This is an optimization exercise on Yosys and OpenROAD, whose aim is small area, not a production implementation. The RTL of this run was laid out without a check of its function. No activity file was given, so power comes from the tool's default toggle rates.

--- run.sh ---
#!/bin/bash
# synth_recipe.tcl (not shown) runs the flow's synth.tcl, then flattens the netlist and writes it again
# the make line also repeats each setting of config.mk as NAME=value (left out here)
make -C /OpenROAD-flow-scripts/flow DESIGN_CONFIG=/design/flow/config.mk WORK_HOME=/design/flow/orfs CLKGATE_MAP_FILE= SYNTH_SCRIPT=/design/flow/synth_recipe.tcl finish
--- config.mk ---
export PLATFORM = sky130hd
export DESIGN_NAME = axi2uart_top
export DESIGN_NICKNAME = axi2uart_top
export VERILOG_FILES = /design/flow/design.v
export SDC_FILE = /design/flow/constraint.sdc
export NUM_CORES = 4
export LEC_CHECK = 0
export CAP_MARGIN = 20
export CORE_MARGIN = 2
export CORE_UTILIZATION = 40
export SLEW_MARGIN = 20
--- constraint.sdc ---
create_clock -name core_clock -period 10.0 [get_ports {clk}]
set_input_delay 2.0000 -clock core_clock [delete_from_list [all_inputs] [get_ports {clk}]]
set_output_delay 2.0000 -clock core_clock [all_outputs]
set_load 0.01 [all_outputs]
--- design.v ---
`default_nettype none
module uart_parity_bit_compute (
  input   wire  clk_i,         
  input   wire  arstn_i,       
  input   wire  rst_i,         
  input   wire  data_i,        
  input   wire  valid_i,       
  input   wire  mode_i,        
  output  wire  parity_bit_o   
);
  reg counter_int;   
  always @ (posedge clk_i, negedge arstn_i) begin
    if(~arstn_i) begin
      counter_int <=  1'b0;  
    end
    else begin
      if(rst_i)
        counter_int   <=  1'b0;
      else if(valid_i & data_i)        
        counter_int <=  ~counter_int;  
    end
  end
  assign  parity_bit_o = (~mode_i) ? ~counter_int : counter_int;
endmodule
`default_nettype wire
`default_nettype none
module uart_transmitter
# (
    parameter DIV_SIZE  = 16,  
    parameter DATA_UART = 8    
  )
( 
  input   wire                  clk_i,               
  input   wire                  rstn_i,              
  input   wire                  en_i,                
  input   wire                  stop_bits_i,         
  input   wire                  parity_bit_i,        
  input   wire                  parity_bit_mode_i,   
  input   wire  [DIV_SIZE-1:0]  baud_div_i,          
  output  wire                  tx_o,                
  input   wire  [DATA_UART-1:0] tx_data_i,           
  input   wire                  tx_send_i,           
  output  wire                  tx_ready_o,          
  output  wire                  busy_o               
);
  reg                   tx, tx_d;                                    
  reg                   tx_ready, tx_ready_d;                        
  reg                   busy, busy_d;                                
  reg   [DATA_UART-1:0] tx_data_int, tx_data_int_d;                  
  reg   [3:0]           bitcount_int, bitcount_int_d;                
  reg   [1:0]           tx_stop_bits_int, tx_stop_bits_int_d;        
  wire                  parity_bit_int;                              
  reg   [DIV_SIZE-1:0]  counter_int, counter_int_d;                  
  reg                   tx_sample_reset_int, tx_sample_reset_int_d;  
  reg                   tx_sample_data_int, tx_sample_data_int_d;    
  reg                   tx_sample_valid_int, tx_sample_valid_int_d;  
  wire uart_send;
  assign uart_send=bitcount_int == DATA_UART-1;
  localparam  ResetState  = 5'b00000;  
  localparam  IdleState   = 5'b00011;  
  localparam  DataState   = 5'b00101;  
  localparam  ParityState = 5'b01001;  
  localparam  StopState   = 5'b10001;  
  reg [4:0] state, state_d;
  always @ (*) begin
    tx_d                  = tx;
    tx_data_int_d         = tx_data_int;
    counter_int_d         = counter_int;
    bitcount_int_d        = bitcount_int;
    tx_sample_reset_int_d = tx_sample_reset_int;
    tx_sample_data_int_d  = tx_sample_data_int;
    tx_sample_valid_int_d = tx_sample_valid_int;
    tx_stop_bits_int_d    = tx_stop_bits_int;
    tx_ready_d            = tx_ready;
    busy_d                = busy;
    state_d               = state;
    case(state)
      ResetState: begin
        tx_d                  = 1'b1;
        tx_data_int_d         = {(DATA_UART){1'b0}};
        counter_int_d         = {DIV_SIZE{1'b0}};
        bitcount_int_d        = 4'b0;
        tx_sample_reset_int_d = 1'b1;
        tx_sample_data_int_d  = 1'b0;
        tx_sample_valid_int_d = 1'b0;
        tx_stop_bits_int_d    = 2'b0;
        tx_ready_d            = 1'b0;
        busy_d                = 1'b0;
        state_d               = IdleState;
      end
      IdleState: begin
        counter_int_d         = {DIV_SIZE{1'b0}};
        bitcount_int_d        = 4'b0;
        tx_sample_valid_int_d = 1'b0;
        tx_stop_bits_int_d    = 2'b0;
        tx_ready_d            = 1'b0;
        if(tx_send_i & en_i) begin
          tx_d                  = 1'b0;
          tx_data_int_d         = tx_data_i;
          tx_sample_reset_int_d = 1'b0;
          busy_d                = 1'b1;
          state_d               = DataState;
        end
      end
      DataState: begin
        if(counter_int >= baud_div_i) begin
          if(bitcount_int == DATA_UART-1) begin
            case(parity_bit_i)
              0:  state_d = StopState;
              1:  state_d = ParityState;
            endcase
          end
          tx_d                          = tx_data_int[0];
          tx_data_int_d[DATA_UART-2:0]  = tx_data_int[DATA_UART-1:1];
          tx_sample_data_int_d          = tx_data_int[0];
          tx_sample_valid_int_d         = 1'b1;
          bitcount_int_d                = bitcount_int + 4'd1;
          counter_int_d                 = {DIV_SIZE{1'b0}};
        end else begin
          tx_sample_valid_int_d = 1'b0;
          counter_int_d         = counter_int + {{(DIV_SIZE-1){1'b0}},1'b1};
         end
      end
      ParityState: begin
        if(counter_int >= baud_div_i) begin
          tx_d          = parity_bit_int;
          counter_int_d = {DIV_SIZE{1'b0}};
          state_d       = StopState;
        end else begin
          counter_int_d = counter_int + {{(DIV_SIZE-1){1'b0}},1'b1};
        end
        tx_sample_valid_int_d = 1'b0;
      end
      StopState: begin
        if(counter_int >= baud_div_i) begin
          case(stop_bits_i)
            0: begin
              if(tx_stop_bits_int == 1) begin
                tx_ready_d    = 1'b1;
                busy_d        = 1'b0;
                state_d       = IdleState;
              end
            end
            1: begin
              if(tx_stop_bits_int == 2) begin
                tx_ready_d    = 1'b1;
                busy_d        = 1'b0;
                state_d       = IdleState;
              end
            end
          endcase
          tx_d                = 1'b1;
          tx_stop_bits_int_d  = tx_stop_bits_int + 2'd1;
          counter_int_d       = {DIV_SIZE{1'b0}};
        end else begin
          counter_int_d = counter_int + {{(DIV_SIZE-1){1'b0}},1'b1};
        end
        tx_sample_valid_int_d = 1'b0;
        tx_sample_reset_int_d = 1'b1;
      end
      default: begin
        tx_d                  = 1'b1;
        tx_data_int_d         = {(DATA_UART){1'b0}};
        counter_int_d         = {DIV_SIZE{1'b0}};
        bitcount_int_d        = 4'b0;
        tx_sample_reset_int_d = 1'b0;
        tx_sample_data_int_d  = 1'b0;
        tx_sample_valid_int_d = 1'b0;
        tx_stop_bits_int_d    = 2'b0;
        tx_ready_d            = 1'b0;
        busy_d                = 1'b1;
        state_d               = ResetState;
      end
    endcase
  end
  always @ (posedge clk_i, negedge rstn_i) begin
    if(~rstn_i) begin
      tx                  <= 1'b1;
      tx_data_int         <= {(DATA_UART){1'b0}};
      counter_int         <= {DIV_SIZE{1'b0}};
      bitcount_int        <= 4'b0;
      tx_sample_reset_int <= 1'b0;
      tx_sample_data_int  <= 1'b0;
      tx_sample_valid_int <= 1'b0;
      tx_stop_bits_int    <= 2'b0;
      tx_ready            <= 1'b0;
      busy                <= 1'b1;
      state               <= ResetState;
    end
    else begin
      tx                  <= tx_d;
      tx_data_int         <= tx_data_int_d;
      counter_int         <= counter_int_d;
      bitcount_int        <= bitcount_int_d;
      tx_sample_reset_int <= tx_sample_reset_int_d;
      tx_sample_data_int  <= tx_sample_data_int_d;
      tx_sample_valid_int <= tx_sample_valid_int_d;
      tx_stop_bits_int    <= tx_stop_bits_int_d;
      tx_ready            <= tx_ready_d;
      busy                <= busy_d;
      state               <= state_d;
    end
  end
  uart_parity_bit_compute
    uart_parity_bit_compute_tx_inst (
        .clk_i        (clk_i),                 
        .arstn_i      (rstn_i),                
        .rst_i        (tx_sample_reset_int),   
        .data_i       (tx_sample_data_int),    
        .valid_i      (tx_sample_valid_int),   
        .mode_i       (parity_bit_mode_i),     
        .parity_bit_o (parity_bit_int)         
      );
  assign tx_o       = tx;
  assign tx_ready_o = tx_ready;
  assign busy_o     = busy;
endmodule
`default_nettype wire
`default_nettype none
module uart_receiver
# (
    parameter DIV_SIZE    = 16,  
    parameter START_BIT   = 1,   
    parameter DATA_UART   = 8,   
    parameter PARITY_BIT  = 1,   
    parameter STOP_BITS   = 1,   
    parameter DATA_SIZE   = START_BIT + DATA_UART + PARITY_BIT + STOP_BITS   
  )
( 
  input   wire                  clk_i,         
  input   wire                  rstn_i,        
  input   wire                  en_i,          
  input   wire                  stop_bits_i,   
  input   wire                  parity_bit_i,  
  input   wire  [DIV_SIZE-1:0]  baud_div_i,    
  input   wire                  rx_i,          
  output  wire  [DATA_UART-1:0] rx_data_o,     
  output  wire                  rx_valid_o     
);
  reg   [DATA_UART-1:0] rx_data, rx_data_d;                    
  reg                   rx_valid, rx_valid_d;                  
  reg   [DIV_SIZE-1:0]  counter_int, counter_int_d;            
  reg   [3:0]           bitcount_int, bitcount_int_d;          
  reg   [2:0]           rx_trigger_int;                        
  reg   [DATA_UART-1:0] rx_data_int, rx_data_int_d;            
  reg                   rx_stop_bits_int, rx_stop_bits_int_d;  
  localparam  ResetState      = 6'b000000;   
  localparam  IdleState       = 6'b000011;   
  localparam  StartBitState   = 6'b000101;   
  localparam  DataUartState   = 6'b001001;   
  localparam  ParityBitState  = 6'b010001;   
  localparam  StopBitsState   = 6'b100001;   
  reg [5:0] state, state_d;
  always @ (posedge clk_i, negedge rstn_i) begin
    if(~rstn_i) begin
      rx_trigger_int      <= 3'b111;
    end else begin
      rx_trigger_int[0]   <= rx_i;
      rx_trigger_int[2:1] <= rx_trigger_int[1:0];
    end
  end
  wire rx = rx_trigger_int[2];  
  always @ (*) begin
    counter_int_d       = counter_int;  
    bitcount_int_d      = bitcount_int; 
    rx_data_int_d       = rx_data_int; 
    rx_stop_bits_int_d  = rx_stop_bits_int;
    rx_data_d           = rx_data;
    rx_valid_d          = rx_valid;
    state_d             = state;
    case(state)
      ResetState: begin      
        counter_int_d       = {DIV_SIZE{1'b0}};
        bitcount_int_d      = 4'b0;
        rx_data_int_d       = {DATA_UART{1'b0}};
        rx_stop_bits_int_d  = 1'b0;
        rx_data_d           = {DATA_UART{1'b0}};
        rx_valid_d          = 1'b0;
        state_d             = IdleState;
      end
      IdleState: begin       
        if(~rx & en_i) begin   
          counter_int_d = baud_div_i>>1;   
          state_d       = StartBitState;   
        end
        bitcount_int_d      = 4'b0;  
        rx_valid_d          = 1'b0;  
        rx_stop_bits_int_d  = 1'b0;  
      end
      StartBitState: begin   
        if(counter_int >= baud_div_i-1) begin  
          counter_int_d = 0;
          state_d       = DataUartState;
        end
        else
          counter_int_d = counter_int + 1;
      end
      DataUartState: begin   
        if(counter_int >= (baud_div_i-1)) begin  
          rx_data_int_d[DATA_UART-1]    = rx;
          rx_data_int_d[DATA_UART-2:0]  = rx_data_int[DATA_UART-1:1]; 
          bitcount_int_d                = bitcount_int + 4'b1;
          counter_int_d                 = {DIV_SIZE{1'b0}};
          if(bitcount_int == DATA_UART-1) begin  
            if(parity_bit_i) begin
              state_d = ParityBitState;
            end else begin
              state_d = StopBitsState;
            end
          end
        end
        else
          counter_int_d = counter_int + 1;
      end
      ParityBitState: begin  
        if(counter_int >= baud_div_i-1) begin  
          counter_int_d = 0;
          state_d       = StopBitsState;
        end
        else
          counter_int_d = counter_int + 1;
      end
      StopBitsState: begin   
        if(counter_int >= (baud_div_i-1)) begin  
          case(stop_bits_i)
            0: begin     
              rx_data_d   = rx_data_int;
              rx_valid_d  = 1'b1;
              state_d     = IdleState;
            end
            1: begin     
              case(rx_stop_bits_int)
                0: begin   
                  rx_stop_bits_int_d  = 1'b1;
                  counter_int_d       = {DIV_SIZE{1'b0}};
                end
                1: begin   
                  rx_data_d   = rx_data_int;
                  rx_valid_d  = 1'b1;
                  state_d     = IdleState;
                end
              endcase
            end
          endcase
        end
        else
          counter_int_d = counter_int + 1;
      end
      default: begin
        counter_int_d       = {DIV_SIZE{1'b0}};
        bitcount_int_d      = 4'b0;
        rx_data_int_d       = {DATA_UART{1'b0}};
        rx_stop_bits_int_d  = 1'b0;
        rx_data_d           = {DATA_UART{1'b0}};
        rx_valid_d          = 1'b0;
        state_d             = ResetState;
      end
    endcase
  end
  always @ (posedge clk_i, negedge rstn_i) begin
    if(~rstn_i) begin
      counter_int       <= {DIV_SIZE{1'b0}};
      bitcount_int      <= 4'b0;
      rx_data_int       <= {DATA_UART{1'b0}};
      rx_stop_bits_int  <= 1'b0;
      rx_data           <= {DATA_UART{1'b0}};
      rx_valid          <= 1'b0;
      state             <= ResetState;
    end
    else begin
      counter_int       <= counter_int_d;
      bitcount_int      <= bitcount_int_d;
      rx_data_int       <= rx_data_int_d;
      rx_stop_bits_int  <= rx_stop_bits_int_d;
      rx_data           <= rx_data_d;
      rx_valid          <= rx_valid_d;
      state             <= state_d;
    end
  end
  assign rx_data_o  = rx_data;
  assign rx_valid_o = rx_valid;
endmodule
`default_nettype wire
`default_nettype none
module uart_controller
# (
    parameter DATA_UART = 8,   
    parameter DATA_SIZE = 32,  
    parameter DIV_SIZE  = 16   
  )
( 
    input   wire                  clk_i,                       
    input   wire                  rstn_i,                      
    input   wire                  uart_en_i,                   
    input   wire                  uart_stop_bits_i,            
    input   wire                  uart_parity_bit_i,           
    input   wire                  uart_parity_bit_mode_i,      
    input   wire [DIV_SIZE-1:0]   uart_baudrate_div_i,         
    input   wire                  uart_rx_i,                   
    output  wire                  uart_tx_o,                   
    output  wire [DATA_UART-1:0]  rx_data_o,                   
    output  wire                  rx_push_o,                   
    input   wire                  tx_load_i,                   
    input   wire [DATA_UART-1:0]  tx_data_i,                   
    output  wire                  tx_pull_o                    
); 
  wire                  uart_tx_int;
  wire  [DATA_UART-1:0] rx_data_int;
  wire                  rx_push_int;
  reg                   tx_pull_int, tx_pull_int_d;
  reg   [DATA_UART-1:0] tx_data_int, tx_data_int_d;
  reg                   tx_send_int, tx_send_int_d;
  wire                  tx_ready_int;
  wire                  tx_busy;
  localparam  ResetState  = 3'b000;
  localparam  IdleState   = 3'b011;
  localparam  SendState   = 3'b101;
  reg [2:0] state, state_d;
  always @ (*) begin
    tx_data_int_d = tx_data_int;
    tx_send_int_d = tx_send_int;
    tx_pull_int_d = tx_pull_int;
    state_d       = state;
    case(state)
        ResetState: begin
          tx_data_int_d = {DATA_UART{1'b0}};
          tx_send_int_d = 1'b0;
          tx_pull_int_d = 1'b0;
          state_d       = IdleState;
        end
        IdleState: begin
          if(tx_load_i & (~tx_busy)) begin
            tx_data_int_d = tx_data_i;
            tx_send_int_d = 1'b1;
            tx_pull_int_d = 1'b1;
            state_d       = SendState;
          end
        end
        SendState: begin
          if (tx_ready_int) begin
            state_d = IdleState;
          end
          if(tx_busy) begin
            tx_send_int_d = 1'b0;
          end
          tx_pull_int_d = 1'b0;
        end
        default: begin
          tx_data_int_d = {DATA_UART{1'b0}};
          tx_send_int_d = 1'b0;
          tx_pull_int_d = 1'b0;
          state_d       = ResetState;
        end
    endcase
  end
  always @ (posedge clk_i, negedge rstn_i) begin
    if(~rstn_i) begin
      tx_data_int <= {DATA_UART{1'b0}};
      tx_send_int <= 1'b0;
      tx_pull_int <= 1'b0;
      state       <= ResetState;
    end
    else begin
      tx_data_int <= tx_data_int_d;
      tx_send_int <= tx_send_int_d;
      tx_pull_int <= tx_pull_int_d;
      state       <= state_d;
    end
  end
  uart_receiver
    # (
        .DATA_UART  (DATA_UART),
        .DIV_SIZE   (DIV_SIZE)
      )
    uart_receiver_inst (
        .clk_i        (clk_i),
        .rstn_i       (rstn_i),
        .en_i         (uart_en_i),
        .stop_bits_i  (uart_stop_bits_i),
        .parity_bit_i (uart_parity_bit_i),
        .baud_div_i   (uart_baudrate_div_i),
        .rx_i         (uart_rx_i),
        .rx_data_o    (rx_data_int),
        .rx_valid_o   (rx_push_int)
      );
  uart_transmitter
    # (
        .DATA_UART  (DATA_UART),
        .DIV_SIZE   (DIV_SIZE)
      )
    uart_transmitter_inst (
        .clk_i              (clk_i),
        .rstn_i             (rstn_i),
        .en_i               (uart_en_i),
        .stop_bits_i        (uart_stop_bits_i),
        .parity_bit_i       (uart_parity_bit_i),
        .parity_bit_mode_i  (uart_parity_bit_mode_i),
        .baud_div_i         (uart_baudrate_div_i),
        .tx_o               (uart_tx_int),
        .tx_data_i          (tx_data_int),
        .tx_send_i          (tx_send_int),
        .tx_ready_o         (tx_ready_int),
        .busy_o             (tx_busy)
      );
  assign uart_tx_o = uart_tx_int;
  assign rx_data_o = rx_data_int;
  assign rx_push_o = rx_push_int;
  assign tx_pull_o = tx_pull_int;
endmodule
`default_nettype wire
`default_nettype none
module axi_internal_fifo
# (
    parameter FIFO_SIZE           = 16,      
    parameter DATA_SIZE           = 8,       
    parameter INDEX_LENGTH        = 4,       
    parameter PORT_EN             = 3'b111   
  )
( 
   data_o, status_o,
   clk_i, arstn_i, rst_i, push_i, pull_i, data_i
   );
  localparam  EN_AVAILABLE  = PORT_EN[0] ? 1 : 0;
  localparam  EN_FULL       = PORT_EN[1] ? 1 : 0;
  localparam  EN_LOAD       = PORT_EN[2] ? 1 : 0;
  localparam  STATUS_WIDTH  = INDEX_LENGTH + EN_AVAILABLE + EN_FULL + EN_LOAD;
  input        wire               clk_i;     
  input        wire               arstn_i;   
  input        wire               rst_i;     
  input        wire               push_i;    
  input        wire               pull_i;    
  input   wire  [DATA_SIZE-1:0]   data_i;    
  output  wire  [DATA_SIZE-1:0]   data_o;    
  output  wire  [STATUS_WIDTH:0]  status_o;  
  localparam FIFO_THRESHOLD  =  90;      
  localparam NN              =  2'b00;   
  localparam NP              =  2'b01;   
  localparam PN              =  2'b10;   
  localparam PP              =  2'b11;   
  reg [INDEX_LENGTH:0]    space;                       
  reg [INDEX_LENGTH-1:0]  head_int;                    
  reg [INDEX_LENGTH-1:0]  tail_int;                    
  reg [FIFO_SIZE-1:0]     valid_int;                   
  reg [INDEX_LENGTH:0]    available_int;               
  reg [DATA_SIZE-1:0]     fifo_int  [FIFO_SIZE-1:0];   
  always @ (posedge clk_i, negedge arstn_i) begin:    fifo_unit
    if(~arstn_i) begin
      head_int      <=  0;
      tail_int      <=  0;
      available_int <=  0;
      space         <=  FIFO_SIZE; 
      valid_int     <=  0;
    end else begin
      if(rst_i) begin
        head_int      <=  0;
        tail_int      <=  0;
        available_int <=  0;
        space         <=  FIFO_SIZE; 
        valid_int     <=  0;
      end
      else begin
        case({push_i, pull_i})
          NN: begin         
            head_int      <=  head_int;
            tail_int      <=  tail_int;
            available_int <=  available_int;
            space         <=  space;
          end
          NP: begin         
            if(valid_int[head_int]) begin
              head_int            <=  head_int + 1;
              available_int       <=  available_int - 1;
              space               <=  space + 1;
              valid_int[head_int] <=  0;
            end
          end
          PN: begin         
            if(valid_int[tail_int]) begin  
              head_int  <=  head_int + 1;
              tail_int  <=  tail_int + 1;
            end
            else begin                     
              tail_int            <=  tail_int + 1;
              available_int       <=  available_int + 1;
              space               <=  space - 1;
              valid_int[tail_int] <=  1;
            end
          end
          PP: begin         
            case({valid_int[tail_int], valid_int[head_int]})   
              NN: begin                 
                tail_int            <=  tail_int + 1;
                available_int       <=  available_int + 1;
                space               <=  space - 1;
                valid_int[tail_int] <=  1;
              end
              NP: begin                 
                head_int            <=  head_int + 1;
                tail_int            <=  tail_int + 1;
                valid_int[head_int] <=  0;
                valid_int[tail_int] <=  1;
              end
              PN: begin                 
                head_int      <=  0;
                tail_int      <=  0;
                available_int <=  0;
                space         <=  FIFO_SIZE[INDEX_LENGTH:0];
              end
              PP: begin                 
                head_int            <=  head_int + 1;
                tail_int            <=  tail_int + 1;
              end
            endcase
          end
        endcase
      end
    end
  end
  always @ (posedge clk_i) begin
    if(push_i) begin
      case(pull_i)
        1'b0: begin
          if(~valid_int[tail_int])
            fifo_int[tail_int] <= data_i;
        end
        1'b1: begin
          fifo_int[tail_int] <= data_i;
        end
      endcase
    end
  end
  assign data_o = {DATA_SIZE{valid_int[head_int]}} & fifo_int[head_int];
  generate
    case(PORT_EN)
      3'b000: begin
        assign  status_o  = space;
      end
      3'b001: begin
        reg available_write_space;   
        always @ (posedge clk_i, negedge arstn_i) begin
          if (~arstn_i)
            available_write_space <= 1'b1;
          else begin
            if(rst_i)
              available_write_space <= 1'b1;
            else begin
              if (space >= FIFO_THRESHOLD[INDEX_LENGTH:0])
                available_write_space <= 1'b1;
              else
                available_write_space <= 1'b0;
            end
          end
        end
        assign  status_o  = {available_write_space, space};
      end
      3'b010: begin
        wire  full = available_int[INDEX_LENGTH];  
        assign  status_o  = {full, space};
      end
      3'b011: begin
        reg available_write_space;   
        always @ (posedge clk_i, negedge arstn_i) begin
          if (~arstn_i)
            available_write_space <= 1'b1;
          else begin
            if(rst_i)
              available_write_space <= 1'b1;
            else begin
              if (space >= FIFO_THRESHOLD[INDEX_LENGTH:0])
                available_write_space <= 1'b1;
              else
                available_write_space <= 1'b0;
            end
          end
        end
        wire  full = available_int[INDEX_LENGTH];  
        assign  status_o  = {full, available_write_space, space};
      end
      3'b100: begin
        wire  load = valid_int[head_int];  
        assign  status_o  = {load, space};
      end
      3'b101: begin
        reg available_write_space;   
        always @ (posedge clk_i, negedge arstn_i) begin
          if (~arstn_i)
            available_write_space <= 1'b1;
          else begin
            if(rst_i)
              available_write_space <= 1'b1;
            else begin
              if (space >= FIFO_THRESHOLD[INDEX_LENGTH:0])
                available_write_space <= 1'b1;
              else
                available_write_space <= 1'b0;
            end
          end
        end
        wire  load = valid_int[head_int];  
        assign  status_o  = {load, available_write_space, space};
      end
      3'b110: begin
        wire  full = available_int[INDEX_LENGTH];  
        wire  load = valid_int[head_int];  
        assign  status_o  = {load, full, space};
      end
      3'b111: begin
        reg available_write_space;   
        always @ (posedge clk_i, negedge arstn_i) begin
          if (~arstn_i)
            available_write_space <= 1'b1;
          else begin
            if(rst_i)
              available_write_space <= 1'b1;
            else begin
              if (space >= FIFO_THRESHOLD[INDEX_LENGTH:0])
                available_write_space <= 1'b1;
              else
                available_write_space <= 1'b0;
            end
          end
        end
        wire  full = available_int[INDEX_LENGTH];  
        wire  load = valid_int[head_int];  
        assign  status_o  = {load, full, available_write_space, space};
      end
    endcase
  endgenerate
endmodule  
`default_nettype wire
`default_nettype none
module axi2uart_top ( 
   s_axi_arready,  s_axi_rdata, s_axi_rresp, s_axi_rvalid,
   s_axi_awready, s_axi_wready,  s_axi_bresp, s_axi_bvalid,
   uart_irq, uart_tx,
   clk, rst_n, s_axi_araddr,
   s_axi_arvalid, s_axi_rready,  s_axi_awaddr,
   s_axi_awvalid, s_axi_wdata, s_axi_wstrb, s_axi_wvalid,
   s_axi_bready, uart_rx
   );
  localparam  BYTE            = 8;
  localparam  AXI_DATA_WIDTH  = 32;
  localparam  AXI_ADDR_WIDTH  = 5;
  localparam  AXI_DIV_WIDTH   = 32;
  localparam  AXI_ID_WIDTH    = 12;
  localparam  AXI_RESP_WIDTH  = 2;
  localparam  AXI_FIFO_DEPTH  = 16;
  localparam  AXI_FIFO_ADDR   = $clog2(AXI_FIFO_DEPTH);
  localparam  AXI_BYTE_NUM    = AXI_DATA_WIDTH/BYTE;
  localparam  AXI_LSB_WIDTH   = $clog2(AXI_BYTE_NUM);
  localparam  DEADLOCK_LIMIT  = 2**20;
  localparam  DEADLOCK_WIDTH  = $clog2(DEADLOCK_LIMIT);
  localparam  UART_RBR                = 3'd0;
  localparam  UART_THR                = 3'd0;
  localparam  UART_IER                = 3'd1;
  localparam  UART_BAUD_DIVISOR       = 3'd2;
  localparam  UART_LCR                = 3'd3;
  localparam  UART_CONFIG_DLAB        = 7;
  localparam  UART_CONFIG_STOP_BITS   = 2;
  localparam  UART_CONFIG_PARITY_EN   = 3;
  localparam  UART_CONFIG_PARITY_MODE = 4;
  localparam  UART_LSR                = 3'd5;
  localparam  UART_LSR_DATA_READY     = 0;
  localparam  UART_LSR_TEMT           = 6;
  localparam  UART_LSR_THRE           = 5;
  localparam  DATA_WIDTH_UART         = 8;
  localparam  UART_BAUDRATE_DIV_INIT  = (50_000_000/115200);
  input   wire                        clk;
  input   wire                        rst_n;
  input   wire                        uart_rx;
  output  wire                        uart_tx;
  output   wire                        uart_irq;
  input   wire  [AXI_ADDR_WIDTH-1:0]  s_axi_araddr;
  input   wire                        s_axi_arvalid;
  output  wire                        s_axi_arready;
  output  wire  [AXI_DATA_WIDTH-1:0]  s_axi_rdata;
  output  wire  [AXI_RESP_WIDTH-1:0]  s_axi_rresp;
  output  wire                        s_axi_rvalid;
  input   wire                        s_axi_rready;
  input   wire  [AXI_ADDR_WIDTH-1:0]  s_axi_awaddr;
  input   wire                        s_axi_awvalid;
  output  wire                        s_axi_awready;
  input   wire  [AXI_DATA_WIDTH-1:0]  s_axi_wdata;
  input   wire  [AXI_BYTE_NUM-1:0]    s_axi_wstrb;
  input   wire                        s_axi_wvalid;
  output  wire                        s_axi_wready;
  output  wire  [AXI_RESP_WIDTH-1:0]  s_axi_bresp;
  output  wire                        s_axi_bvalid;
  input   wire                        s_axi_bready;
  wire                        axi_aclk_i;
  assign axi_aclk_i=clk;
  wire  [AXI_ID_WIDTH-1:0]    axi_arid_i;
  assign axi_arid_i=32'b0;
  wire  [AXI_ID_WIDTH-1:0]    s_axi_rid_o;
  wire  [AXI_ID_WIDTH-1:0]    s_axi_awid;
  wire  [AXI_ID_WIDTH-1:0]    s_axi_bid_o;
  genvar I;
  wire                        axi_wren;                        
  wire                        axi_nwren;                       
  wire                        axi_rden;                        
  wire                        axi_nrden;                       
  wire                        axi_wrresp;                      
  wire                        axi_nwrresp;                     
  wire                        axi_rdresp;                      
  wire                        axi_nrdresp;                     
  reg                         axi_sync_wren, axi_sync_wren_d;  
  reg                         axi_sync_rden, axi_sync_rden_d;  
  wire  [AXI_FIFO_ADDR:0]     rx_status_int;                                   
  wire  [AXI_FIFO_ADDR+3:0]   tx_status_int;                                   
  reg                         rx_fifo_reset_int, rx_fifo_reset_int_d;         
  wire                        push_controller_rx_fifo;                        
  reg                         rx_fifo_pull_int, rx_fifo_pull_int_d;           
  wire  [DATA_WIDTH_UART-1:0] data_rx_controller_fifo;                         
  wire  [DATA_WIDTH_UART-1:0] rx_fifo_data_out_int;                            
  wire  [AXI_FIFO_ADDR:0]     rx_fifo_space_int;                              
  reg                         tx_fifo_reset_int, tx_fifo_reset_int_d;         
  reg                         tx_fifo_push_int, tx_fifo_push_int_d;           
  wire                        pull_controller_tx_fifo;                        
  wire                        load_tx_fifo_controller;                        
  wire                        tx_fifo_full_int;                               
  reg   [DATA_WIDTH_UART-1:0] tx_fifo_data_in_int, tx_fifo_data_in_int_d;      
  wire  [DATA_WIDTH_UART-1:0] data_tx_fifo_controller;                         
  wire  [AXI_FIFO_ADDR:0]     tx_fifo_available_int;                          
  wire  [AXI_FIFO_ADDR:0]     tx_fifo_space_int;                              
  wire                        available_write_space_int;                      
  reg   [AXI_DATA_WIDTH-1:0]  uart_config_reg_int, uart_config_reg_int_d;     
  wire  [AXI_DATA_WIDTH-1:0]  uart_lsr_reg_int;                               
  wire                        uart_en_int;                                    
  wire                        uart_parity_en_int;                             
  wire                        uart_parity_mode_int;                           
  wire                        uart_stop_bits_sel_int;                         
  wire                        uart_dlab_int;                                  
  reg   [AXI_DIV_WIDTH-1:0]   uart_baudrate_div_int, uart_baudrate_div_int_d;  
  reg                         uart_irq_en_int, uart_irq_en_int_d;              
  reg   [AXI_DIV_WIDTH-1:0]   baudrate_divisor_int, baudrate_divisor_int_d;    
  reg                         axi_awready, axi_awready_d;  
  reg                         axi_wready, axi_wready_d;    
  reg   [AXI_ID_WIDTH-1:0]    axi_bid, axi_bid_d;          
  reg   [AXI_RESP_WIDTH-1:0]  axi_bresp, axi_bresp_d;      
  reg                         axi_bvalid, axi_bvalid_d;    
  reg                         axi_arready, axi_arready_d;  
  reg   [AXI_ID_WIDTH-1:0]    axi_rid, axi_rid_d;          
  reg   [AXI_DATA_WIDTH-1:0]  axi_rdata, axi_rdata_d;      
  reg   [AXI_RESP_WIDTH-1:0]  axi_rresp, axi_rresp_d;      
  reg                         axi_rvalid, axi_rvalid_d;    
  assign  uart_en_int             = 1'b1;  
  assign  uart_parity_en_int      = uart_config_reg_int[UART_CONFIG_PARITY_EN];
  assign  uart_parity_mode_int    = uart_config_reg_int[UART_CONFIG_PARITY_MODE];
  assign  uart_stop_bits_sel_int  = uart_config_reg_int[UART_CONFIG_STOP_BITS];
  assign  uart_dlab_int           = uart_config_reg_int[UART_CONFIG_DLAB];
  assign axi_wren     = s_axi_awvalid & s_axi_wvalid;
  assign axi_nwren    = ~(s_axi_awvalid | s_axi_wvalid | s_axi_bvalid);
  assign axi_rden     = s_axi_arvalid;
  assign axi_nrden    = ~(s_axi_arvalid | s_axi_rvalid);
  assign axi_wrresp   = axi_awready & axi_wready;
  assign axi_nwrresp  = ~(axi_awready | axi_wready | axi_bvalid);
  assign axi_rdresp   = axi_arready;
  assign axi_nrdresp  = ~(axi_arready | axi_rvalid);
  always @ (*) begin
    axi_sync_wren_d = axi_sync_wren;
    case(axi_sync_wren)
      1'b0: axi_sync_wren_d = (axi_nwren & axi_wrresp) ? 1'b1 : 1'b0;
      1'b1: axi_sync_wren_d = (axi_nwrresp) ? 1'b0 : 1'b1;
    endcase
  end
  always @ (posedge axi_aclk_i, negedge rst_n) begin
    if(~rst_n)
      axi_sync_wren <= 1'b0;
    else
      axi_sync_wren <= axi_sync_wren_d;
  end
  always @ (*) begin
    axi_sync_rden_d = 1'b0;
    case(axi_sync_rden)
      1'b0: axi_sync_rden_d = (axi_nrden & axi_rdresp) ? 1'b1 : 1'b0;
      1'b1: axi_sync_rden_d = (axi_nrdresp) ? 1'b0 : 1'b1;
    endcase
  end
  always @ (posedge axi_aclk_i, negedge rst_n) begin
    if(~rst_n)
      axi_sync_rden <= 1'b0;
    else
      axi_sync_rden <= axi_sync_rden_d;
  end
  assign s_axi_awready  = (axi_wren & ~axi_sync_wren) ? axi_awready : 1'b0;
  assign s_axi_wready   = (axi_wren & ~axi_sync_wren) ? axi_wready  : 1'b0;
  assign s_axi_bid_o      =   axi_bid  ;
  assign s_axi_bresp    = (axi_wren & ~axi_sync_wren) ? axi_bresp   : {AXI_RESP_WIDTH{1'b0}};
  assign s_axi_bvalid   = (axi_wren & ~axi_sync_wren) ? axi_bvalid  : 1'b0;
  assign s_axi_arready  = (axi_rden & ~axi_sync_rden) ? axi_arready : 1'b0;
  assign s_axi_rid_o      =   axi_rid  ;
  assign s_axi_rdata    =   axi_rdata  ;
  assign s_axi_rresp    = (axi_rden & ~axi_sync_rden) ? axi_rresp   : {AXI_RESP_WIDTH{1'b0}};
  assign s_axi_rvalid   =  axi_rvalid  ; 
  localparam  ResetReadState  = 4'b0000;   
  localparam  ConfigReadState = 4'b0011;   
  localparam  IdleReadState   = 4'b0101;   
  localparam  HoldReadState        = 4'b0111;   
  localparam  AckReadState    = 4'b1001;   
  reg [3:0] read_state, read_state_d;
  always @ (*) begin
    axi_arready_d       = axi_arready;
    axi_rdata_d         = axi_rdata;
    axi_rresp_d         = axi_rresp;
    axi_rvalid_d        = axi_rvalid;
    axi_rid_d           = axi_rid;
    rx_fifo_reset_int_d = rx_fifo_reset_int;
    rx_fifo_pull_int_d  = rx_fifo_pull_int;
    read_state_d        = read_state;
    case(read_state)
      ResetReadState: begin
        axi_arready_d       = 1'b0;
        axi_rdata_d         = {AXI_DATA_WIDTH{1'b0}};
        axi_rresp_d         = 2'b0;
        axi_rvalid_d        = 1'b0;
        axi_rid_d           = {AXI_ID_WIDTH{1'b0}};
        rx_fifo_reset_int_d = 1'b1;
        rx_fifo_pull_int_d  = 1'b0;
        read_state_d        = ConfigReadState;
      end
      ConfigReadState: begin
        axi_arready_d           = 1'b0;
        axi_rresp_d         = 2'b0;
        axi_rvalid_d        = 1'b0;
        axi_rid_d           = {AXI_ID_WIDTH{1'b0}};
        rx_fifo_reset_int_d = 1'b1;
        read_state_d        = IdleReadState;
      end
      IdleReadState: begin
        if(axi_rden) begin  
          case(s_axi_araddr[AXI_ADDR_WIDTH-1:AXI_LSB_WIDTH])  
            UART_RBR: begin  
              if (uart_dlab_int == 0) begin  
                axi_arready_d       = 1'b1;
                axi_rdata_d         = {{(AXI_DATA_WIDTH-DATA_WIDTH_UART){1'b0}},rx_fifo_data_out_int};
                axi_rvalid_d        = 1'b1;
                axi_rresp_d         = 2'b0;
                rx_fifo_pull_int_d  = 1'b1;
                read_state_d        = HoldReadState; 
              end else begin
                axi_arready_d       = 1'b1;
                axi_rresp_d         = 2'b0;
                axi_rvalid_d        = 1'b1;
                read_state_d        = HoldReadState; 
              end
            end
            UART_LSR: begin
              axi_arready_d   = 1'b1;
              axi_rdata_d     = uart_lsr_reg_int;
              axi_rresp_d     = 2'b0;
              axi_rvalid_d    = 1'b1;
              read_state_d    = HoldReadState; 
            end
            default: begin
              axi_arready_d   = 1'b0;
              axi_rresp_d     = 2'b0;
              axi_rvalid_d    = 1'b0;
              read_state_d    = AckReadState;
            end
          endcase
          axi_rid_d       = axi_arid_i;
        end else begin
          axi_arready_d   = 1'b0;
          axi_rresp_d     = 2'b0;
          axi_rvalid_d    = 1'b0;
          read_state_d    = ResetReadState; 
        end
      end
      HoldReadState:begin
        if(s_axi_rready) 
          read_state_d= AckReadState;
      end
      AckReadState: begin
        axi_arready_d       = 1'b0;
        axi_rresp_d         = 2'b0;
        axi_rvalid_d        = 1'b0;
        axi_rid_d           = {AXI_ID_WIDTH{1'b0}};
        rx_fifo_pull_int_d  = 1'b0;
        rx_fifo_reset_int_d = 1'b0;
        read_state_d        = IdleReadState;
      end
      default: begin
        axi_arready_d       = 1'b0;
        axi_rdata_d         = {AXI_DATA_WIDTH{1'b0}};
        axi_rresp_d         = 2'b0;
        axi_rvalid_d        = 1'b0;
        axi_rid_d           = {AXI_ID_WIDTH{1'b0}};
        rx_fifo_reset_int_d = 1'b1;
        rx_fifo_pull_int_d  = 1'b0;
        read_state_d        = ResetReadState;
      end
    endcase
  end
  always @ (posedge clk, negedge rst_n) begin
    if(~rst_n) begin
      axi_arready       <= 1'b0;
      axi_rdata         <= {AXI_DATA_WIDTH{1'b0}};
      axi_rresp         <= 2'b0;
      axi_rvalid        <= 1'b0;
      axi_rid           <= {AXI_ID_WIDTH{1'b0}};
      rx_fifo_reset_int <= 1'b1;
      rx_fifo_pull_int  <= 1'b0;
      read_state        <= ResetReadState;
    end
    else begin
      axi_arready       <= axi_arready_d;
      axi_rdata         <= axi_rdata_d;
      axi_rresp         <= axi_rresp_d;
      axi_rvalid        <= axi_rvalid_d;
      axi_rid           <= axi_rid_d;
      rx_fifo_reset_int <= rx_fifo_reset_int_d;
      rx_fifo_pull_int  <= rx_fifo_pull_int_d;
      read_state        <= read_state_d;
    end
  end
  localparam  ResetWriteState = 3'b000;  
  localparam  IdleWriteState  = 3'b011;  
  localparam  AckWriteState   = 3'b101;  
  reg [2:0] write_state, write_state_d;
  always @ (*) begin
    axi_awready_d           = axi_awready;
    axi_wready_d            = axi_wready;
    axi_bvalid_d            = axi_bvalid;
    axi_bresp_d             = axi_bresp;
    axi_bid_d               = axi_bid;
    tx_fifo_reset_int_d     = tx_fifo_reset_int;
    tx_fifo_push_int_d      = tx_fifo_push_int;
    tx_fifo_data_in_int_d   = tx_fifo_data_in_int;
    uart_baudrate_div_int_d = uart_baudrate_div_int;
    baudrate_divisor_int_d  = baudrate_divisor_int;
    uart_config_reg_int_d   = uart_config_reg_int;
    uart_irq_en_int_d       = uart_irq_en_int;
    write_state_d           = write_state;
    case(write_state)
      ResetWriteState: begin
        axi_awready_d           = 1'b0;
        axi_wready_d            = 1'b0;
        axi_bvalid_d            = 1'b0;
        axi_bresp_d             = 2'b0;
        axi_bid_d               = {AXI_ID_WIDTH{1'b0}};
        tx_fifo_reset_int_d     = 1'b1;
        tx_fifo_push_int_d      = 1'b0;
        tx_fifo_data_in_int_d   = {DATA_WIDTH_UART{1'b0}};
        uart_baudrate_div_int_d = UART_BAUDRATE_DIV_INIT[AXI_DIV_WIDTH-1:0];
        baudrate_divisor_int_d  = UART_BAUDRATE_DIV_INIT[AXI_DIV_WIDTH-1:0];
        uart_config_reg_int_d   = {AXI_DATA_WIDTH{1'b0}};
        uart_irq_en_int_d       = 1'b1;
        write_state_d           = IdleWriteState;
      end
      IdleWriteState: begin
        if(axi_wren) begin   
          case(s_axi_awaddr[AXI_ADDR_WIDTH-1:AXI_LSB_WIDTH])
            UART_THR: begin
              if (uart_dlab_int == 0) begin
                if(~tx_fifo_full_int) begin
                  axi_awready_d         = 1'b1; 
                  axi_wready_d          = 1'b1; 
                  axi_bvalid_d          = 1'b1;
                  axi_bresp_d           = 2'b0;
                  tx_fifo_push_int_d    = 1'b1;
                  tx_fifo_data_in_int_d = s_axi_wdata[DATA_WIDTH_UART-1:0];
                  write_state_d         = AckWriteState;
                end
              end else begin
                axi_awready_d         = 1'b1;
                axi_wready_d          = 1'b1;
                axi_bvalid_d          = 1'b1;
                axi_bresp_d           = 2'b0;
                write_state_d         = AckWriteState;
              end
            end
            UART_IER: begin
              if (uart_dlab_int == 0) begin  
                axi_awready_d     = 1'b1;
                axi_wready_d      = 1'b1;
                axi_bvalid_d      = 1'b1;
                axi_bresp_d       = 2'b0;
                uart_irq_en_int_d = s_axi_wdata[0];
                write_state_d     = AckWriteState;
              end else begin
                axi_awready_d     = 1'b1;
                axi_wready_d      = 1'b1;
                axi_bvalid_d      = 1'b1;
                axi_bresp_d       = 2'b0;
                write_state_d     = AckWriteState;
              end
            end
            UART_BAUD_DIVISOR: begin
              if (uart_dlab_int == 1) begin  
                axi_awready_d           = 1'b1;
                axi_wready_d            = 1'b1;
                axi_bvalid_d            = 1'b1;
                axi_bresp_d             = 2'b0;
                baudrate_divisor_int_d  = s_axi_wdata;
                write_state_d           = AckWriteState;
              end else begin
                axi_awready_d           = 1'b1;
                axi_wready_d            = 1'b1;
                axi_bvalid_d            = 1'b1;
                axi_bresp_d             = 2'b0;
                write_state_d           = AckWriteState;
              end
            end
            UART_LCR: begin
              axi_awready_d         = 1'b1;
              axi_wready_d          = 1'b1;
              axi_bvalid_d          = 1'b1;
              axi_bresp_d           = 2'b0;
              uart_config_reg_int_d = s_axi_wdata;
              write_state_d         = AckWriteState;
            end
            default: begin     
              axi_awready_d   = 1'b1;
              axi_wready_d    = 1'b1;
              axi_bvalid_d    = 1'b1;
              axi_bresp_d     = 2'b0;
              write_state_d   = AckWriteState;
            end
          endcase
          axi_bid_d     = s_axi_awid;
        end else begin
          axi_awready_d   = 1'b0;
          axi_wready_d    = 1'b0;
          axi_bvalid_d    = 1'b0;
          axi_bresp_d     = 2'b0;
          write_state_d   = IdleWriteState;
        end
      end
      AckWriteState: begin
        axi_awready_d           = 1'b0;
        axi_wready_d            = 1'b0;
        axi_bvalid_d            = 1'b0;
        axi_bresp_d             = 2'b0;
        axi_bid_d               = {AXI_ID_WIDTH{1'b0}};
        tx_fifo_push_int_d      = 1'b0;
        tx_fifo_reset_int_d     = 1'b0;
        uart_baudrate_div_int_d = baudrate_divisor_int;
        write_state_d           = IdleWriteState;
      end
      default: begin
        axi_awready_d           = 1'b0;
        axi_wready_d            = 1'b0;
        axi_bvalid_d            = 1'b0;
        axi_bresp_d             = 2'b0;
        axi_bid_d               = {AXI_ID_WIDTH{1'b0}};
        tx_fifo_reset_int_d     = 1'b1;
        tx_fifo_push_int_d      = 1'b0;
        tx_fifo_data_in_int_d   = {DATA_WIDTH_UART{1'b0}};
        uart_baudrate_div_int_d = UART_BAUDRATE_DIV_INIT[AXI_DIV_WIDTH-1:0];
        baudrate_divisor_int_d  = UART_BAUDRATE_DIV_INIT[AXI_DIV_WIDTH-1:0];
        uart_config_reg_int_d   = {AXI_DATA_WIDTH{1'b0}};
        uart_irq_en_int_d       = 1'b0;
        write_state_d           = ResetWriteState;
      end
    endcase
  end
  always @ (posedge clk, negedge rst_n) begin
    if(~rst_n) begin
      axi_awready           <= 1'b0;
      axi_wready            <= 1'b0;
      axi_bvalid            <= 1'b0;
      axi_bresp             <= 2'b0;
      axi_bid               <= {AXI_ID_WIDTH{1'b0}};
      tx_fifo_reset_int     <= 1'b1;
      tx_fifo_push_int      <= 1'b0;
      tx_fifo_data_in_int   <= {DATA_WIDTH_UART{1'b0}};
      uart_baudrate_div_int <= UART_BAUDRATE_DIV_INIT[AXI_DIV_WIDTH-1:0];
      baudrate_divisor_int  <= UART_BAUDRATE_DIV_INIT[AXI_DIV_WIDTH-1:0];
      uart_config_reg_int   <= {AXI_DATA_WIDTH{1'b0}}; 
      uart_irq_en_int       <= 1'b0;
      write_state           <= ResetWriteState;
    end
    else begin
      axi_awready           <= axi_awready_d;
      axi_wready            <= axi_wready_d;
      axi_bvalid            <= axi_bvalid_d;
      axi_bresp             <= axi_bresp_d;
      axi_bid               <= axi_bid_d;
      tx_fifo_reset_int     <= tx_fifo_reset_int_d;
      tx_fifo_push_int      <= tx_fifo_push_int_d;
      tx_fifo_data_in_int   <= tx_fifo_data_in_int_d;
      uart_baudrate_div_int <= uart_baudrate_div_int_d;
      baudrate_divisor_int  <= baudrate_divisor_int_d;
      uart_config_reg_int   <= uart_config_reg_int_d;
      uart_irq_en_int       <= uart_irq_en_int_d;
      write_state           <= write_state_d;
    end
  end
  uart_controller
    # (
        .DATA_UART  (DATA_WIDTH_UART),
        .DATA_SIZE  (AXI_DATA_WIDTH),
        .DIV_SIZE   (AXI_DIV_WIDTH)
      )
    uart_controller_inst (
        .clk_i                  (clk),
        .rstn_i                 (rst_n),
        .uart_en_i              (uart_en_int),
        .uart_stop_bits_i       (uart_stop_bits_sel_int),
        .uart_parity_bit_i      (uart_parity_en_int),
        .uart_parity_bit_mode_i (uart_parity_mode_int),
        .uart_baudrate_div_i    (uart_baudrate_div_int),
        .uart_rx_i              (uart_rx),
        .rx_data_o              (data_rx_controller_fifo),
        .rx_push_o              (push_controller_rx_fifo),
        .uart_tx_o            (uart_tx),
        .tx_load_i              (load_tx_fifo_controller),
        .tx_data_i              (data_tx_fifo_controller),
        .tx_pull_o              (pull_controller_tx_fifo) 
      );
  axi_internal_fifo
    # (
        .FIFO_SIZE    (AXI_FIFO_DEPTH),
        .DATA_SIZE    (DATA_WIDTH_UART),
        .INDEX_LENGTH (AXI_FIFO_ADDR),
        .PORT_EN      (3'b111) 
      )
    axi_internal_fifo_rx_inst (
        .clk_i    (clk),              
        .arstn_i  (rst_n),             
        .rst_i    (0), 
        .push_i   (push_controller_rx_fifo),   
        .pull_i   (rx_fifo_pull_int),          
        .data_i   (data_rx_controller_fifo),   
        .data_o   (rx_fifo_data_out_int),      
        .status_o (rx_status_int)              
      );
  assign rx_fifo_space_int  = rx_status_int;
assign uart_irq                        = ~rx_fifo_space_int[AXI_FIFO_ADDR] & uart_irq_en_int ;
  generate
    for(I = 0; I < AXI_DATA_WIDTH; I = I + 1) begin: uart_lsr_assignment_gen
      case(I)
        UART_LSR_THRE:        assign uart_lsr_reg_int[I] = available_write_space_int;
        UART_LSR_TEMT:        assign uart_lsr_reg_int[I] = available_write_space_int;
        UART_LSR_DATA_READY:  assign uart_lsr_reg_int[I] = ~rx_fifo_space_int[AXI_FIFO_ADDR] & uart_irq_en_int ;
        default:              assign uart_lsr_reg_int[I] = 1'b0;
      endcase
    end
  endgenerate
  axi_internal_fifo
    # (
        .FIFO_SIZE    (AXI_FIFO_DEPTH),
        .DATA_SIZE    (DATA_WIDTH_UART),
        .INDEX_LENGTH (AXI_FIFO_ADDR),
        .PORT_EN      (3'b111)   
      )
    axi_internal_fifo_tx_inst    (
        .clk_i                    (clk),                
        .arstn_i                  (rst_n),               
        .rst_i                    (tx_fifo_reset_int),           
        .push_i                   (tx_fifo_push_int),            
        .pull_i                   (pull_controller_tx_fifo),     
        .data_i                   (tx_fifo_data_in_int),         
        .data_o                   (data_tx_fifo_controller),     
        .status_o                 (tx_status_int)                
  );
  assign tx_fifo_space_int          = tx_status_int[AXI_FIFO_ADDR:0]; 
  assign load_tx_fifo_controller    = tx_status_int[AXI_FIFO_ADDR+3]; 
  assign tx_fifo_full_int           = tx_status_int[AXI_FIFO_ADDR+2];
  assign available_write_space_int  = tx_status_int[AXI_FIFO_ADDR+1]; 
endmodule
`default_nettype wire
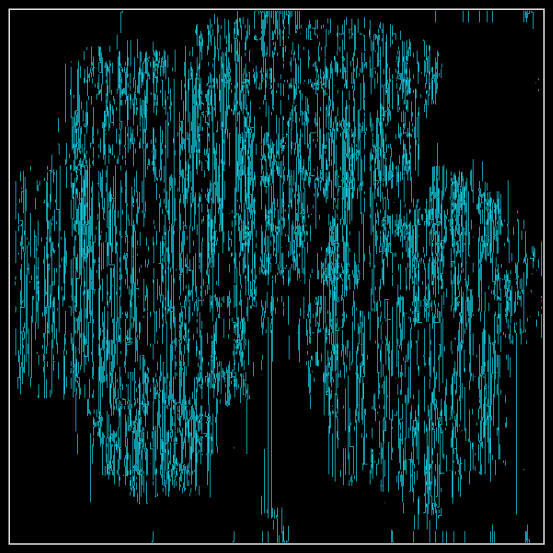
*Met2 routing*
Drawn at 2 px/µm.
share of all routed wire: 50%
wire length on this layer: 32.4 mm
longest straight run: 101 µm

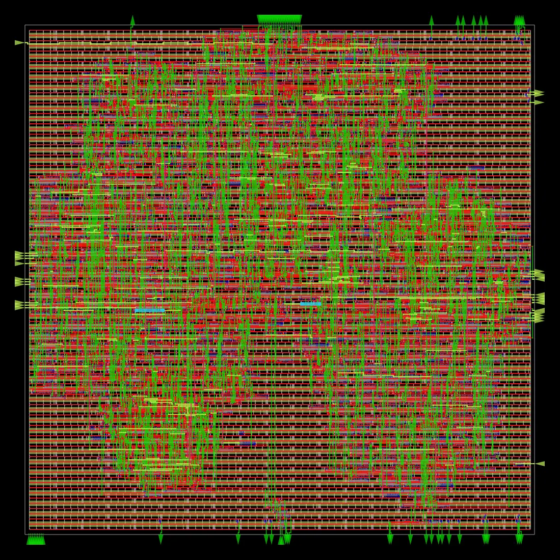
*Wires after detailed routing*
highest routing layer actually used: met5
M1 wire length: 29,000 µm
DR WL met2: 32,400 µm
met3 routed WL: 2710 µm

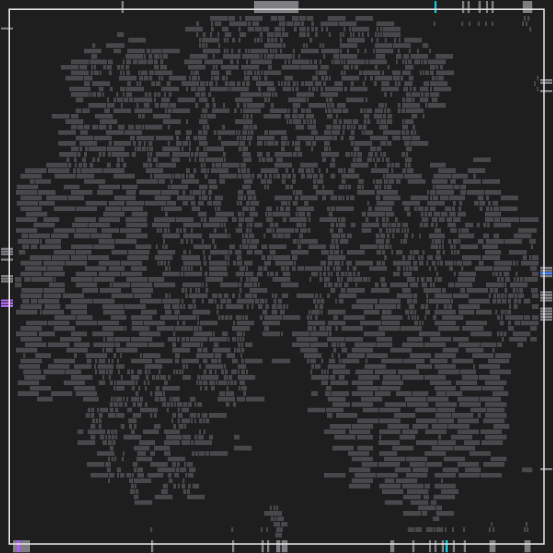
*Pin placement*
Drawn at 2 px/µm. Pins as bars across the die edge, other pins in grey.
[cyan] s_axi_rresp | pins: 2 | direction: output | edge: 1 bottom, 1 top
[purple] s_axi_awaddr | pins: 5 | direction: input | edge: 3 left, 2 bottom
[blue] s_axi_rready | pins: 1 | direction: input | edge: right
Port Buffer Count: 59
die extent in y: 267 µm
chip width: 267 µm

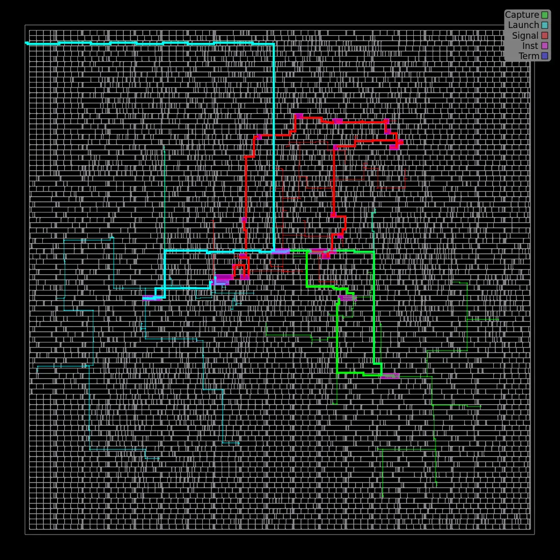
*Path with the least slack*
setup tns final: 0 ns
fin worst setup slack: 4.19 ns
min cycle time layout: 5.81 ns

==> impl_metrics.csv <==
group,metric,value,unit
route,drtAntennaViolNets,0,
global_route,track_usage,0.185,
route,first_pass_iters,5,
worst_setup_path,crit_type,"reg -> reg",
worst_setup_path,crit_path_end_kind,"register",
outcome,status,"finished clean",
clock_tree,cts.sinks,553,
clock_tree,cts_made_buffers,59,
cells_and_area,syn2layout_area_growth,12.5,%
timing,holdWs,0.359,ns
route,wl_per_cell,19.7,µm
worst_setup_path,worst-r2r-cell-count,16,
floorplan,std_cell_rows,96,
synth,yosysTopAreaCell,"edfxtp_1",
global_route,grt_max_degree,148,
worst_setup_path,path_max_fanout,29,
hold_path,hold_depth,0,
clock_tree,cts-htree-levels,2,
clock_tree,cts_resized,0,
synth,yosysTopAreaCellShare,0.279,
route,drc,0,
synth,synth-edff-count,256,
clock_tree,clock-root-buffer,"clkbuf_16",
timing,setup_viol,0,
timing,fin_worst_skew,0.0407,ns
worst_setup_path,slowest_stage,"or3_2",
cells_and_area,post_layout_nonfiller_instances,3308,
clock_tree,ctsHoldBuffers,0,
clock_tree,path_clk_slew,0.06,ns
clock_tree,clk_latency,0.64,ns
power_and_ir_drop,ir_worst_vdd,0.166,mV
worst_setup_path,worst_ep_arrival_time,6.32,ns
clock_tree,cts_tree,"built",
floorplan,die_area,71100,µm²
timing,drv_slew,0,
timing,period_share,0.581,
synth,seq_area_frac_synth,0.549,
route,wirelength,65300,µm
power_and_ir_drop,p_total,5660,µW
global_route,grt_pass1_vias,18787,
synth,ys.flop_type,"dfrtp_1",
timing,hold_viol,0,
global_route,grt_pass1_wl,105000,µm
worst_setup_path,required,10.51,ns
synth,synth-async-reset-ratio,0.537,
place,place.detailed.hpwl,44500,µm
power_and_ir_drop,p_leak,0.0122,µW
worst_setup_path,cp-start-kind,"register",
timing,worst-slew-pin-transition,1.09,ns
hold_path,min_path_type,"reg -> reg",
cells_and_area,nNetsFinal,2530,
place,place.gp.congestion,0.835,
synth,ys_top_cells_by_area,"edfxtp_1 28%, dfrtp_1 25%, mux4_2 8.1%, ha_1 4.6%, nand2_1 3.2%",
synth,synth-seq-cells,553,
worst_setup_path,max_stage_delay,0.56,ns
job,drv_cap,0,
route,dr_total_vias,18769,
synth,syn-cell-area,27600,µm²
cells_and_area,drive_gt1_frac,0.123,
place,dp.cells,3195,
timing,rsz0062_at_grt,"false",
synth,postSynthCellCount,2338,
route,via_per_inst,5.67,
clock_tree,ctsLongestPathBuffers,3,
power_and_ir_drop,pwr_density_cell,182,nW/µm²
synth,avgSynthCellArea,11.8,µm²
route,drt_iter0_drc,1344,
clock_tree,post_cts_buffers,0,
timing,max_slew_margin,0.270,
cells_and_area,num_antenna_cells,0,
global_route,grt-ovfl-total,0,
worst_setup_path,cp_cell_sequence,"inv_1 -> ha_1 -> or4b_1 -> or3_1 -> nand2b_1 -> or4_4 -> nand2b_4 -> nor4_1 -> xnor2_1 -> ha_1 -> nand4_1 -> nor4_1 -> o21a_1 -> or3_2 -> o2111ai_1 -> mux2_1",
global_route,antenna_found_initial,2,
timing,max_freq,0.172,GHz
cells_and_area,utilization,0.453,
floorplan,core_area,68500,µm²
synth,synth_warnings,8,
-- area by class of cell --
class / count / area [µm²]
clock buffers: 82 / 1650
clock inverters: 30 / 343
fillers: 6127 / 37400
inverters: 111 / 417
multi-input cells: 1560 / 11500
flip-flops and latches: 553 / 15100
well taps: 882 / 1100
repair buffers: 90 / 841
-- worst max-delay path, delay by kind of cell (launching register included) --
| family | cells | cell delay (ns) |
|---|---|---|
| simple gates | 9 | 3.37 |
| compound gates | 2 | 0.70 |
| fa+ha+maj | 2 | 0.53 |
| mux | 1 | 0.42 |
| flops | 1 | 0.37 |
| buf+inv | 1 | 0.17 |
| xor+xnor | 1 | 0.12 |
-- through the flow --
stage,worst slack (ns),area (µm²)
final,4.19,31000
after floorplan,5.15,27700
after detailed placement,3.67,29000
after global routing,3.81,31000
after CTS,3.63,31000
after global placement,3.70,29000
-- synth_stat cells (40+ instances only) --
cell,number
o21ai_1,56
xor2_1,40
nor3_1,51
mux4_2,99
inv_1,105
clkbuf_1,86
nand3_1,102
edfxtp_1,256
ha_1,101
o21ai_0,77
nand2_1,236
xnor2_1,47
nor2_1,150
a22o_1,40
a21oi_1,77
dfrtp_1,278
-- kinds of logic (layout without fill, tap and decap cells) --
| logic type | Yosys count | in the layout | synth area share |
|---|---|---|---|
| buf+inv | 252 | 313 | 0.0391 |
| flops | 553 | 553 | 0.549 |
| compound gates | 461 | 461 | 0.113 |
| mux | 131 | 131 | 0.0931 |
| simple gates | 752 | 752 | 0.133 |
| other cells | 1 | 28 | 0.000136 |
| fa+ha+maj | 101 | 101 | 0.0458 |
| xor+xnor | 87 | 87 | 0.0276 |
-- worst paths after layout --
path | endpoint | from | slack (ns)
max in group asynchronous | async pin | rst_n | 7.23
min | register | register | 0.36
max reg2reg | uart_controller_inst.uart_receiver_inst.state[3]$_DFFE_PN0P_ | uart_baudrate_div_int[1]$_DFFE_PN1N_ | 4.19
min in group asynchronous | axi_rdata[1]$_DFFE_PN0P_ | rst_n | 1.31
max | uart_controller_inst.uart_receiver_inst.state[3]$_DFFE_PN0P_ | uart_baudrate_div_int[1]$_DFFE_PN1N_ | 4.19
min reg2reg | register | register | 0.36
-- layout by cell type, fill, tap and decap left out, types with 16 or more instances in the layout --
master / synthesis / layout
a211oi_1: 17 / 17
a21o_1: 17 / 17
a21oi_1: 77 / 77
a22o_1: 40 / 40
a32oi_1: 17 / 17
and2_1: 16 / 16
and3_1: 31 / 31
buf_4: 30 / 30
clkbuf_16: 0 / 59
clkdlybuf4s50_1: 0 / 58
conb_1: 1 / 28
dfrtp_1: 278 / 276
dfstp_2: 19 / 19
edfxtp_1: 256 / 256
ha_1: 101 / 101
inv_1: 105 / 105
mux2i_1: 16 / 16
mux4_2: 99 / 99
nand2_1: 236 / 234
nand2b_1: 24 / 24
nand3_1: 102 / 102
nand4_1: 35 / 35
nor2_1: 150 / 149
nor3_1: 51 / 45
nor4_1: 28 / 26
o211ai_1: 16 / 16
o21ai_0: 77 / 77
o21ai_1: 56 / 55
o22ai_1: 33 / 33
xnor2_1: 47 / 47
xor2_1: 40 / 40
-- where the power goes --
part | switching, µW | internal [µW] | leakage, µW
Sequential | 156 | 2530 | 0.00659
Clock | 941 | 1290 | 0.000967
Combinational | 490 | 257 | 0.00465
-- sequential cells by signal, indices dropped and copies added (netlist names), 6 cells and up, named ones only --
signal and flops:
axi_internal_fifo_rx_inst.fifo_int 128, axi_internal_fifo_tx_inst.fifo_int 128, uart_controller_inst.uart_transmitter_inst.counter_int 32, uart_controller_inst.uart_receiver_inst.state 6
uart_controller_inst.uart_receiver_inst.counter_int 32, axi_rdata 8, uart_controller_inst.uart_receiver_inst.rx_data 8, uart_controller_inst.tx_data_int 8
uart_controller_inst.uart_transmitter_inst.tx_data_int 8, uart_controller_inst.uart_receiver_inst.rx_data_int 8, uart_baudrate_div_int 32, tx_fifo_data_in_int 8
axi_internal_fifo_tx_inst.valid_int 16, baudrate_divisor_int 32, axi_internal_fifo_rx_inst.valid_int 16
-- metal layers --
metal  vias to the layer above  GRT usage  wire [µm]
li1                       8765          -          -
met1                      9524      0.253      29000
met2                       383      0.312      32400
met3                        93     0.0252       2710
met4                         4     0.0466       1180
met5                         -          0         23

re-timing with driven ports:
No port has a modelled driver above. Below, the same layout with a new extraction and two added sets of constraints. Step 1, drivers: a clkbuf_16 drives clk and a buf_2 each remaining input, both assumed. Step 2 times the ports against the registers' clock, not the clock port: input delays grow and output delays shrink by t, the midpoint of the rising clock arrivals with the driver on. a / b / c = no drivers / after step 1 / after step 2; a / b = the first two.
t, ns: 0.679
setup slack, ns: 4.188 / 4.188 / 4.188
worst hold slack (ns): 0.359 / 0.359 / 0.359
After both steps setup and hold are still met in this run. For this run, drivers alone change the setup slack by 0.000 ns; drivers and shift together by 0.000 ns.
